This is an optimization exercise on Yosys and OpenROAD, whose aim is a short achievable clock period and few clock cycles, not a production implementation.
The RTL was checked by simulation tests, not by an equivalence proof against the original design.

==> design/flow/config.mk <==
export PLATFORM = sky130hd
export DESIGN_NAME = cpu
export DESIGN_NICKNAME = cpu
export VERILOG_FILES = /design/flow/design.v
export SDC_FILE = /design/flow/constraint.sdc
export NUM_CORES = 4
export LEC_CHECK = 0
export CAP_MARGIN = 20
export CORE_MARGIN = 2
export CORE_UTILIZATION = 40
export PLACE_DENSITY = 0.6
export SLEW_MARGIN = 20
==> design/flow/constraint.sdc <==
create_clock -name core_clock -period 6.0 [get_ports {clk}]
set_input_delay 1.2000 -clock core_clock [delete_from_list [all_inputs] [get_ports {clk}]]
set_output_delay 1.2000 -clock core_clock [all_outputs]
set_load 0.01 [all_outputs]
==> design/flow/design.v <==
module InstructionRegister(in,load,out,clk);
	input [15:0]in;
	input load,clk;
	output reg [15:0]out;
	reg [15:0] temp;
	always @(*) begin
		temp={16{1'b0}};
		if(load==1'b1)
			temp=in;
		else if(load==1'b0)
			temp=out;
	end
	always @(posedge clk) begin
		out<=temp;
	end
endmodule
module InstructionDecoder (in,sh,opcode,numout,op,nsel,im8,im5);
 input [15:0] in;
 input [2:0] nsel;
 output [2:0] opcode;
 output reg [2:0] numout;
 output [1:0] op;
 output reg [1:0] sh;
 output reg [15:0] im8,im5;
 assign opcode=in[15:13];
 assign op=in[12:11];
 reg [2:0] rn;
 reg [2:0] rd;
 reg [2:0] rm;
 always @(*) begin
  if(op==2'b10&&opcode==3'b110)begin
   im8=in[7:0];
   if(im8[7]==1'b1) 
    im8[15:8]={8{1'b1}};
   else if(im8[7]==1'b0) 
    im8[15:8]={8{1'b0}};
   rn=in[10:8];
   rd=3'b000;
   sh=2'b00;
   rm=3'b000;
  end
  else if(op==2'b00&&opcode==3'b110)begin
   im8={16{1'b0}};
   rn=3'b000;
   rd=in[7:5];
   sh=in[4:3];
   rm=in[2:0];
  end
  else if(op==2'b00&&opcode==3'b101)begin
   im8={16{1'b0}};
   rn=in[10:8];
   rd=in[7:5];
   sh=in[4:3];
   rm=in[2:0];
  end
  else if(op==2'b01&&opcode==3'b101)begin
   im8={16{1'b0}};
   rn=in[10:8];
   rd=3'b000;
   sh=in[4:3];
   rm=in[2:0];
  end
  else if(op==2'b10&&opcode==3'b101)begin
   im8={16{1'b0}};
   rn=in[10:8];
   rd=in[7:5];
   sh=in[4:3];
   rm=in[2:0];
  end
  else if(op==2'b11&&opcode==3'b101)begin
   im8={16{1'b0}};
   rn=3'b000;
   rd=in[7:5];
   sh=in[4:3];
   rm=in[2:0];
  end
  else begin
   im8={16{1'b0}};
   rn=3'b000;
   rd=3'b000;
   sh=2'b00;
   rm=3'b000;
  end
 end
 always @(*) begin
  if(nsel==3'b100)
   numout=rn;
  else if(nsel==3'b010)
   numout=rd;
  else if(nsel==3'b001)
   numout=rm;
  else
   numout=3'b000;
 end
endmodule
module CFSM (clk,s,reset,opcode,op,nsel,w,loada,loadb,write,loadc,vsel,asel,bsel,loads);
input clk,s,reset;
input [2:0] opcode;
input [1:0] op;
output  loada,loadb,loadc,asel,bsel,write,loads; 
output reg w;
output  [2:0] nsel;
output  [1:0] vsel;
wire [3:0] present_state,state_next_or_reset,next_state;
reg  [15:0] next;
vDFF12 #(4) State(clk,state_next_or_reset,present_state);
assign state_next_or_reset= reset ? 4'b0000: next_state;
always @(*) begin
    casex({present_state,opcode,op,s})
        {4'b0000, 3'bxxx,2'bxx,1'b0}:  next= {4'b0000,  12'b000000000000};   
        {4'b0000, 3'b101,2'b00,1'bx}:  next= {4'b0001, 12'b000000000000};  
        {4'b0000, 3'b101,2'b01,1'bx}:  next= {4'b0001, 12'b000000000000};  
        {4'b0000, 3'b101,2'b10,1'bx}:  next= {4'b0001, 12'b000000000000};  
        {4'b0000, 3'b101,2'b11,1'bx}:  next= {4'b1011, 12'b000000000000};  
        {4'b0000, 3'b110,2'b10,1'bx}:  next= {4'b0100, 12'b000000000000};  
        {4'b0000, 3'b110,2'b00,1'bx}:  next= {4'b1000, 12'b000000000000};  
        {4'b0001,3'b101,2'b00,1'bx}:  next= {4'b0010, 12'b100100000000};  
        {4'b0001,3'b101,2'b01,1'bx}:  next= {4'b0010, 12'b100100000000};  
        {4'b0001,3'b101,2'b10,1'bx}:  next= {4'b0010, 12'b100100000000};  
        {4'b1011,3'b101,2'b11,1'bx}:  next= {4'b0010, 12'b001100000000};  
        {4'b1000,3'b110,2'b00,1'bx}:  next= {4'b1001, 12'b001100000000};  
        {4'b0010,3'b101,2'b00,1'bx}:  next= {4'b0011, 12'b001010000000};  
        {4'b0010,3'b101,2'b01,1'bx}:  next= {4'b0011, 12'b001010000000};  
        {4'b0010,3'b101,2'b10,1'bx}:  next= {4'b0011, 12'b001010000000};  
        {4'b0010,3'b101,2'b11,1'bx}:  next= {4'b0111, 12'b001010000000};  
        {4'b1001,3'b110,2'b00,1'bx}:  next= {4'b0011, 12'b001010000000};  
        {4'b0011,3'b101,2'b00,1'bx}:  next= {4'b0100, 12'b000001000001};  
        {4'b0011,3'b101,2'b01,1'bx}:  next= {4'b0100, 12'b000001000001};  
        {4'b0011,3'b101,2'b10,1'bx}:  next= {4'b0100, 12'b000001000001};  
        {4'b0111,3'b101,2'b11,1'bx}:  next= {4'b0100, 12'b000001100001};  
        {4'b0011,3'b110,2'b00,1'bx}:  next= {4'b0100, 12'b000001100001};  
        {4'b0100,3'b101,2'b00,1'bx}:  next= {4'b0000,  12'b010000001110};  
        {4'b0100,3'b101,2'b01,1'bx}:  next= {4'b0000,  12'b100000000110};  
        {4'b0100,3'b101,2'b10,1'bx}:  next= {4'b0000,  12'b010000001110};  
        {4'b0100,3'b101,2'b11,1'bx}:  next= {4'b0000,  12'b010000001110};  
        {4'b0100,3'b110,2'b00,1'bx}:  next= {4'b0000,  12'b010000001110};  
        {4'b0100,3'b110,2'b10,1'bx}:  next= {4'b0000,  12'b100000001010};   
        default:  next={4'b0000,  12'b000000000000};
    endcase
end
always @(*) begin
    casex ({present_state,s})
       {4'b0000,1'b0}: w=1'b1;
        default: w=1'b0;
    endcase
end
 assign {next_state,nsel,loada,loadb,loadc,asel,bsel,write,vsel,loads}=next;
endmodule
module vDFF12 (clk,state_next_or_reset,present_state);
parameter n =4;
input clk;
input [n-1:0] state_next_or_reset;
output [n-1:0] present_state;
reg [n-1:0] present_state;
always @(posedge clk) begin
    present_state<=state_next_or_reset;
end
endmodule
module regfile (
    data_in,
    writenum,
    write,
    readnum,
    clk,
    data_out
);
input [15:0] data_in;
input [2:0] writenum;
input [2:0] readnum;
input write;
input clk;
output [15:0] data_out;
reg [15:0] data_out;
wire [7:0] decodingwrite;
wire [7:0] decodingread;
wire [15:0] R0;
wire [15:0] R1;
wire [15:0] R2;
wire [15:0] R3;
wire [15:0] R4;
wire [15:0] R5;
wire [15:0] R6;
wire [15:0] R7;
reg writeforVDFF0;
reg writeforVDFF1;
reg writeforVDFF2;
reg writeforVDFF3;
reg writeforVDFF4;
reg writeforVDFF5;
reg writeforVDFF6;
reg writeforVDFF7;
vDFF1 #(16) DFF0(clk,writeforVDFF0,data_in,R0);
vDFF1 #(16) DFF1(clk,writeforVDFF1,data_in,R1);
vDFF1 #(16) DFF2(clk,writeforVDFF2,data_in,R2);
vDFF1 #(16) DFF3(clk,writeforVDFF3,data_in,R3);
vDFF1 #(16) DFF4(clk,writeforVDFF4,data_in,R4);
vDFF1 #(16) DFF5(clk,writeforVDFF5,data_in,R5);
vDFF1 #(16) DFF6(clk,writeforVDFF6,data_in,R6);
vDFF1 #(16) DFF7(clk,writeforVDFF7,data_in,R7);
DEC #(3,8) dcoder(writenum,decodingwrite);
DEC #(3,8) readdcoder(readnum,decodingread);
always @(*) begin
   if(write==1'b0) begin
    writeforVDFF0=1'b0;
    writeforVDFF1=1'b0;
    writeforVDFF2=1'b0;
    writeforVDFF3=1'b0;
    writeforVDFF4=1'b0;
    writeforVDFF5=1'b0;
    writeforVDFF6=1'b0;
    writeforVDFF7=1'b0;
end
else if({write,decodingwrite}== 9'b100000001) begin
    writeforVDFF0=1'b1;
    writeforVDFF1=1'b0;
    writeforVDFF2=1'b0;
    writeforVDFF3=1'b0;
    writeforVDFF4=1'b0;
    writeforVDFF5=1'b0;
    writeforVDFF6=1'b0;
    writeforVDFF7=1'b0;
end
else if({write,decodingwrite}==9'b100000010)begin
    writeforVDFF0=1'b0;
        writeforVDFF1=1'b1;
    writeforVDFF2=1'b0;
    writeforVDFF3=1'b0;
    writeforVDFF4=1'b0;
    writeforVDFF5=1'b0;
    writeforVDFF6=1'b0;
    writeforVDFF7=1'b0;
end
else if({write,decodingwrite}==9'b100000100) begin
    writeforVDFF0=1'b0;
    writeforVDFF1=1'b0;
    writeforVDFF2=1'b1;
    writeforVDFF3=1'b0;
    writeforVDFF4=1'b0;
    writeforVDFF5=1'b0;
    writeforVDFF6=1'b0;
    writeforVDFF7=1'b0;
end
else if({write,decodingwrite}==9'b100001000) begin
    writeforVDFF0=1'b0;
    writeforVDFF1=1'b0;
    writeforVDFF2=1'b0;
    writeforVDFF3=1'b1;
    writeforVDFF4=1'b0;
    writeforVDFF5=1'b0;
    writeforVDFF6=1'b0;
    writeforVDFF7=1'b0;
end
else if({write,decodingwrite}==9'b100010000)begin
    writeforVDFF0=1'b0;
    writeforVDFF1=1'b0;
    writeforVDFF2=1'b0;
    writeforVDFF3=1'b0;
    writeforVDFF4=1'b1;
    writeforVDFF5=1'b0;
    writeforVDFF6=1'b0;
    writeforVDFF7=1'b0;
end
else if({write,decodingwrite}==9'b100100000) begin
    writeforVDFF0=1'b0;
    writeforVDFF1=1'b0;
    writeforVDFF2=1'b0;
    writeforVDFF3=1'b0;
    writeforVDFF4=1'b0;
    writeforVDFF5=1'b1;
    writeforVDFF6=1'b0;
    writeforVDFF7=1'b0;
end
else if({write,decodingwrite}==9'b101000000)begin
    writeforVDFF0=1'b0;
    writeforVDFF1=1'b0;
    writeforVDFF2=1'b0;
    writeforVDFF3=1'b0;
    writeforVDFF4=1'b0;
    writeforVDFF5=1'b0;
    writeforVDFF6=1'b1;
    writeforVDFF7=1'b0;
end
else if({write,decodingwrite}==9'b110000000)begin
     writeforVDFF0=1'b0;
    writeforVDFF1=1'b0;
    writeforVDFF2=1'b0;
    writeforVDFF3=1'b0;
    writeforVDFF4=1'b0;
    writeforVDFF5=1'b0;
    writeforVDFF6=1'b0;
    writeforVDFF7=1'b1;
end
else begin
    {writeforVDFF0,writeforVDFF1,writeforVDFF2,writeforVDFF3,writeforVDFF4,writeforVDFF5,writeforVDFF6,writeforVDFF7}={8{1'b0}};
end
end
always @(*) begin
    case (decodingread)
    8'b00000001:data_out=R0;
    8'b00000010:data_out=R1;
    8'b00000100:data_out=R2;
    8'b00001000:data_out=R3;
    8'b00010000:data_out=R4;
    8'b00100000:data_out=R5;
    8'b01000000:data_out=R6;
    8'b10000000:data_out=R7;
        default: data_out={16{1'b0}};
    endcase
end
endmodule
module vDFF1 (
    clk,
    en,
    in,
    out
);
parameter n = 16;
    input [n-1:0] in;
    input clk,en;
    output [n-1:0] out;
    reg [n-1:0] out;
    wire [n-1:0] next_out;
    assign next_out= en ? in : out;
    always @(posedge clk) begin
        out<=next_out;
    end
endmodule
module DEC (in,out);
parameter n = 3;
parameter m = 8;
    input [n-1:0] in;
    output [m-1:0] out;
    wire [m-1:0] out=1<<in;
endmodule
module shifter (in,shift,sout);
 input [1:0] shift;
 input [15:0] in;
 output [15:0] sout;
 reg [15:0] sout;
 always @(*) begin
     case (shift)
         2'b00 : sout=in; 
         2'b01 : sout=in<<1;
         2'b10 : sout={1'b0,in[15:1]};
         2'b11 : sout={in[15],in[15:1]};
         default: sout={16{1'bx}};
     endcase
 end
endmodule
module ALU(Ain,Bin,ALUop,out,Z,ovf,N); 
 input [1:0] ALUop;
 input [15:0] Ain, Bin;
 output reg [15:0] out;
 output reg Z, N;
 output reg ovf;
 always @(*) begin
  out=16'bxxxxxxxxxxxxxxxx;
  if(ALUop==2'b00) begin
   out=Ain+Bin;
  end
  else if(ALUop==2'b01)
   out=Ain-Bin;
  else if(ALUop==2'b10) 
   out=Ain&Bin;
  else if(ALUop==2'b11) 
   out=~Bin;
 end
 always @(*) begin
  if(out==16'b0000000000000000)
   Z=1'b1;
  else 
   Z=1'b0;
 end
 always @(*) begin
  if(ALUop==2'b00&&Ain[15]==1'b0&&Bin[15]==1'b0&&out[15]==1'b1)
   ovf=1'b1;
  else if(ALUop==2'b00&&Ain[15]==1'b1&&Bin[15]==1'b1&&out[15]==1'b0)
   ovf=1'b1;
  else if(ALUop==2'b01&&Ain[15]==1'b0&&Bin[15]==1'b1&&out[15]==1'b1)
   ovf=1'b1;
  else if(ALUop==2'b01&&Ain[15]==1'b1&&Bin[15]==1'b0&&out[15]==1'b0)
   ovf=1'b1;
  else
   ovf=1'b0;
 end
 always @(*) begin
  if(out[15]==1'b1)
   N=1'b1;
  else 
   N=1'b0;
 end
endmodule
module datapath (datapath_in,vsel,writenum,write,readnum,clk,loada,loadb,loadc,loads,shift,asel,bsel,ALUop,datapath_out,Z_out,V_out,N_out);
input [15:0] datapath_in;
input [1:0] vsel;
input [2:0] writenum;
input write;
input [2:0] readnum;
input clk;
input loada;
input loadb;
input [1:0] shift;
input asel;
input bsel;
input [1:0] ALUop;
input loadc;
input loads;
output Z_out;
output  [15:0] datapath_out;
wire [15:0] mdata={16{1'b0}};
wire [15:0] PC={16{1'b0}};
wire [15:0] sximm5={16{1'b0}};
wire [15:0] wire9_1;
wire [15:0] wire1_3_4;
wire [15:0] wire3_6;
wire [15:0] wire4_8;
wire [15:0] wire8_7;
wire [15:0] wire6_2;
wire [15:0] wire7_2;
wire wire2_10;
wire [15:0] wire2_5;
wire [15:0] wire5_9;
wire [15:0] bselin;
wire [15:0] aselin={16{1'b0}};
wire wire2_11,wire2_12;
output V_out,N_out;
assign datapath_out=wire5_9;
muxstart  DUT1(mdata,datapath_in,PC,wire5_9,vsel,wire9_1);
regfile REGFILE(wire9_1,writenum,write,readnum,clk,wire1_3_4);
load1 DUT3(wire1_3_4,wire3_6,loada,clk);  
load1 DUT4(wire1_3_4,wire4_8,loadb,clk);  
shifter DUT5(wire4_8,shift,wire8_7);
mux DUT6(wire3_6,aselin,wire6_2,asel);
mux DUT7(wire8_7,sximm5,wire7_2,bsel);
ALU DUT8(wire6_2,wire7_2,ALUop,wire2_5,wire2_10,wire2_11,wire2_12);
load1 DUT9(wire2_5,wire5_9,loadc,clk);
load2 DUT10(wire2_10,Z_out,loads,clk);
load2 DUT11(wire2_11,V_out,loads,clk);
load2 DUT12(wire2_12,N_out,loads,clk);
endmodule
module load1 (in,out,load,clk); 
	parameter n=16;
	input [n-1:0] in;
	input load,clk;
	output reg [n-1:0] out;
	reg [n-1:0] temp;
	always @(*) begin
		temp={n{1'bx}};
		if(load==1'b1)
			temp=in;
		else if(load==1'b0)
			temp=out;
	end
	always @(posedge clk) begin
		out<=temp;
	end
endmodule
module load2(in,out,load,clk); 
	input in;
	input load,clk;
	output reg  out;
	reg  temp;
	always @(*) begin
		temp=1'b0;
		if(load==1'b1)
			temp=in;
		else if(load==1'b0)
			temp=out;
	end
	always @(posedge clk) begin
		out<=temp;
	end
endmodule
module mux(Ain,Bin,out,sel); 
	parameter n=16;
	input [n-1:0] Ain,Bin;
	input sel;
	output reg [n-1:0] out;
	always @(*) begin
		out={n{1'bx}};
		if(sel==1'b0)
			out=Ain;
		else if(sel==1'b1)
			out=Bin;
	end
endmodule
module muxstart(mdata,sximm8,PC,C,vsel,out);
 input [15:0] sximm8;
 input [15:0] mdata,PC;
 input [15:0] C;
 input [1:0] vsel;
 output reg [15:0] out;
 always @(*) begin
  if(vsel==2'b00)
   out=mdata;
  else if(vsel==2'b01)
   out=sximm8;
  else if(vsel==2'b10)
   out=PC;
  else if(vsel==2'b11)
   out=C;
  else
   out={16{1'bx}};
 end
endmodule
module cpu (
    clk,
    reset,
    s,
    load,
    in,out,N,V,Z,w
);
    input clk,reset,s,load;
    input [15:0] in; 
    output [15:0] out;
    output N,V,Z,w;
    wire [15:0] reg_to_Decoder;          
    wire [2:0] opcode;                   
    wire [1:0] op;                       
    wire [2:0] nsel;                     
    wire [2:0] numout;                   
    wire  loada,loadb,loadc,asel,bsel,write,w,loads;  
    wire  [1:0] vsel;                    
    wire [15:0] imm8,imm5;               
    wire [1:0] sh;                       
    wire [15:0] out;                     
    wire Z_out,V_out,N_out;              
InstructionRegister DUT1(in,load,reg_to_Decoder,clk);
InstructionDecoder  DUT2 (reg_to_Decoder,sh,opcode,numout,op,nsel,imm8,imm5);    
CFSM  DUT3 (clk,s,reset,opcode,op,nsel,w,loada,loadb,write,loadc,vsel,asel,bsel,loads);
datapath DP (.datapath_in(imm8), .vsel(vsel), .writenum(numout), .write(write), .readnum(numout), 
             .clk(clk), .loada(loada), .loadb(loadb), .loadc(loadc), .loads(loads), .shift(sh),
             .asel(asel), .bsel(bsel), .ALUop(op), .datapath_out(out), .Z_out(Z), .V_out(V),
             .N_out(N)
             );
endmodule
==> design/flow/run.sh <==
#!/bin/bash
# synth_recipe.tcl (not shown) runs the flow's synth.tcl, then flattens the netlist and writes it again
# the make line also repeats each setting of config.mk as NAME=value (left out here)
make -C /OpenROAD-flow-scripts/flow DESIGN_CONFIG=/design/flow/config.mk WORK_HOME=/design/flow/orfs CLKGATE_MAP_FILE= SYNTH_SCRIPT=/design/flow/synth_recipe.tcl finish
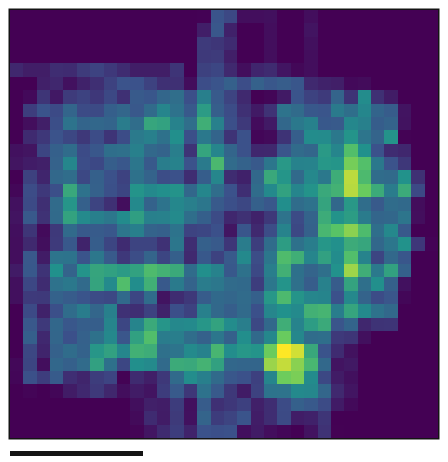
Figure 1: signal metal coverage by tile.
Scale bar: 50 microns. 32 x 32 tiles, from dark purple (low) to yellow (high), scaled to the fullest tile. Values are wire area over tile area, all layers added.
mean over tiles: 0.16
fullest tile: 0.67
densest ninth of the die: right middle
tiles over half the peak: 11%
nearly empty tiles: 25%
Global Route Usage Sum: 0.2022
via count: 6930
Routed wire per std cell: 21.96 microns
WL final: 25730 microns

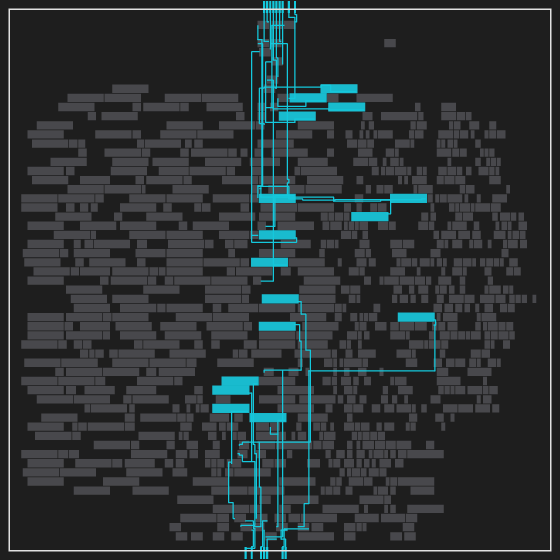
Figure 2: wires at chosen ports, followed through buffers.
legend:
  cyan:
    port: `out`
    bits: 16
    direction: output
    edge: 9 top, 7 bottom
    end_cells: 16
    buffers: 16
    wire: 1220 microns

==> impl_metrics.toml <==
[run_status]
status = "timing/DRC/antenna clean"

[cts]
cts_resized = 0
post_cts_buffers = 0
clk_latency_ps = 440
cts_tree = "done"
htreeDepth = 4

[synthesis]
synth_edf_count = 194
yosys.area.top_type_share = 0.5922
ys_ff_latch = 198
synthCells = 803
synth_area_per_cell_sq_um = 12.25
syn_area_sq_mm = 0.009837
synth.largest_area_cell = "edfxtp_1"
async_reset_ff_frac = 0
synthTopCellsByArea = "edfxtp_1, a22oi_1, ha_1"
synth_most_common_cell = "edfxtp_1"

[setup_path]
endpoint_kind = "flop"
cp.required_ps = 6280
slowest_delay_ps = 560
cp_max_fo = 35
cpLargestDelayFamily = "simple AND/OR/NAND/NOR gates"

[power]
netSwitchingFraction = 0.2362
power.internal_w = 0.002180
power_leader = "sequential cells"
seqPwrFrac = 0.535
p_comb_frac = 0.078

[layout]
n_fill_cell = 2197
clock_cell_area_share = 0.05063
antenna_cells = 0
seq_cell_count = 198
num-multi-input-gates = 524
multi_input_area_share = 0.3263
seq_area_frac = 0.5276
multi_input_area_sq_mm = 0.003652
final_cells = 1172
largest_cell_class = "registers"
num-nets-final = 889

[timing]
fmax_mhz = 195.8
skew_ps = 15.44
slew_headroom = 0.3546
tightest_slew_ps = 964.9
grt_setup_unrepaired = "no"
setup_violations = 0

[flow_run]
cap_violations = 0

[detailed_routing]
viasPerCell = 5.913
highest_layer = "met4"
drt-pass1-iter-count = 5
drtIter0Drc = 822

[die]
rows = 57
start_util = 0.4057
fp.dieH_microns = 160.8

[placement]
place.gp.congestion = 0.8633
Testbench counts, summed over its fixed seeds: cycles 17,288.
-- worst paths after layout --
path	slack, ps	cells after the start	endpoint	startpoint
worst max-delay path	890	17	DP.DUT10.out	DUT1.out[11]
worst min-delay path	590	2	DP.DUT3.out[4]	DP.REGFILE.DFF3.out[4]
worst max register to register	890	17	DP.DUT10.out	DUT1.out[11]
worst min register to register	590	2	DP.DUT3.out[4]	DP.REGFILE.DFF3.out[4]
-- layer usage --
metal  up-vias  GRT usage
met3        21    0.03151
met4         0    0.05114
li1       3220          -
met2       250     0.3250
met1      3439     0.2889
met5         -          0
-- cell families (layout without fill, tap and decap cells) --
group,after synthesis,in the layout,share of synthesized area
buffers and inverters,81,126,0.03396
and+or+nand+nor,216,216,0.1196
adders and majority gates,34,34,0.04477
AOI/OAI and AO/OA,253,253,0.1815
xor gates and xnor gates,13,13,0.01157
muxes,8,8,0.008268
DFF,198,198,0.6004
-- through the flow --
stage	hold slack, ps	setup slack, ps
6_report	585.9	892.0
3_3_place_gp	558.9	1143
4_1_cts	591.9	993.3
2_1_floorplan	536.3	1688
5_1_grt	641.2	480.0
3_5_place_dp	577.8	999.8

-- re-timing with driven ports --
The results above use ideal ports. As a check the final layout listed here was re-extracted and re-timed, cells and wires unchanged. Step 1, drivers: a clkbuf_16 drives clk and a buf_2 each remaining input, both assumed. Step 2 moves the port delays by t, midway between the first and last clock arrival at a register: inputs arrive t later, outputs are due t later. That takes back most of the time a late clock gives input paths. a / b / c = ideal / step 1 / step 2; a / b = the first two.
t (ns): 0.476
setup slack, ns: 0.892 / 0.892 / 0.892
worst setup path after step 2: register to register
worst slew at a driven data input, ns: 0.04
After both steps setup and hold are still met in this run. For this run, drivers alone change the setup slack by 0.000 ns; drivers and shift together by 0.000 ns.
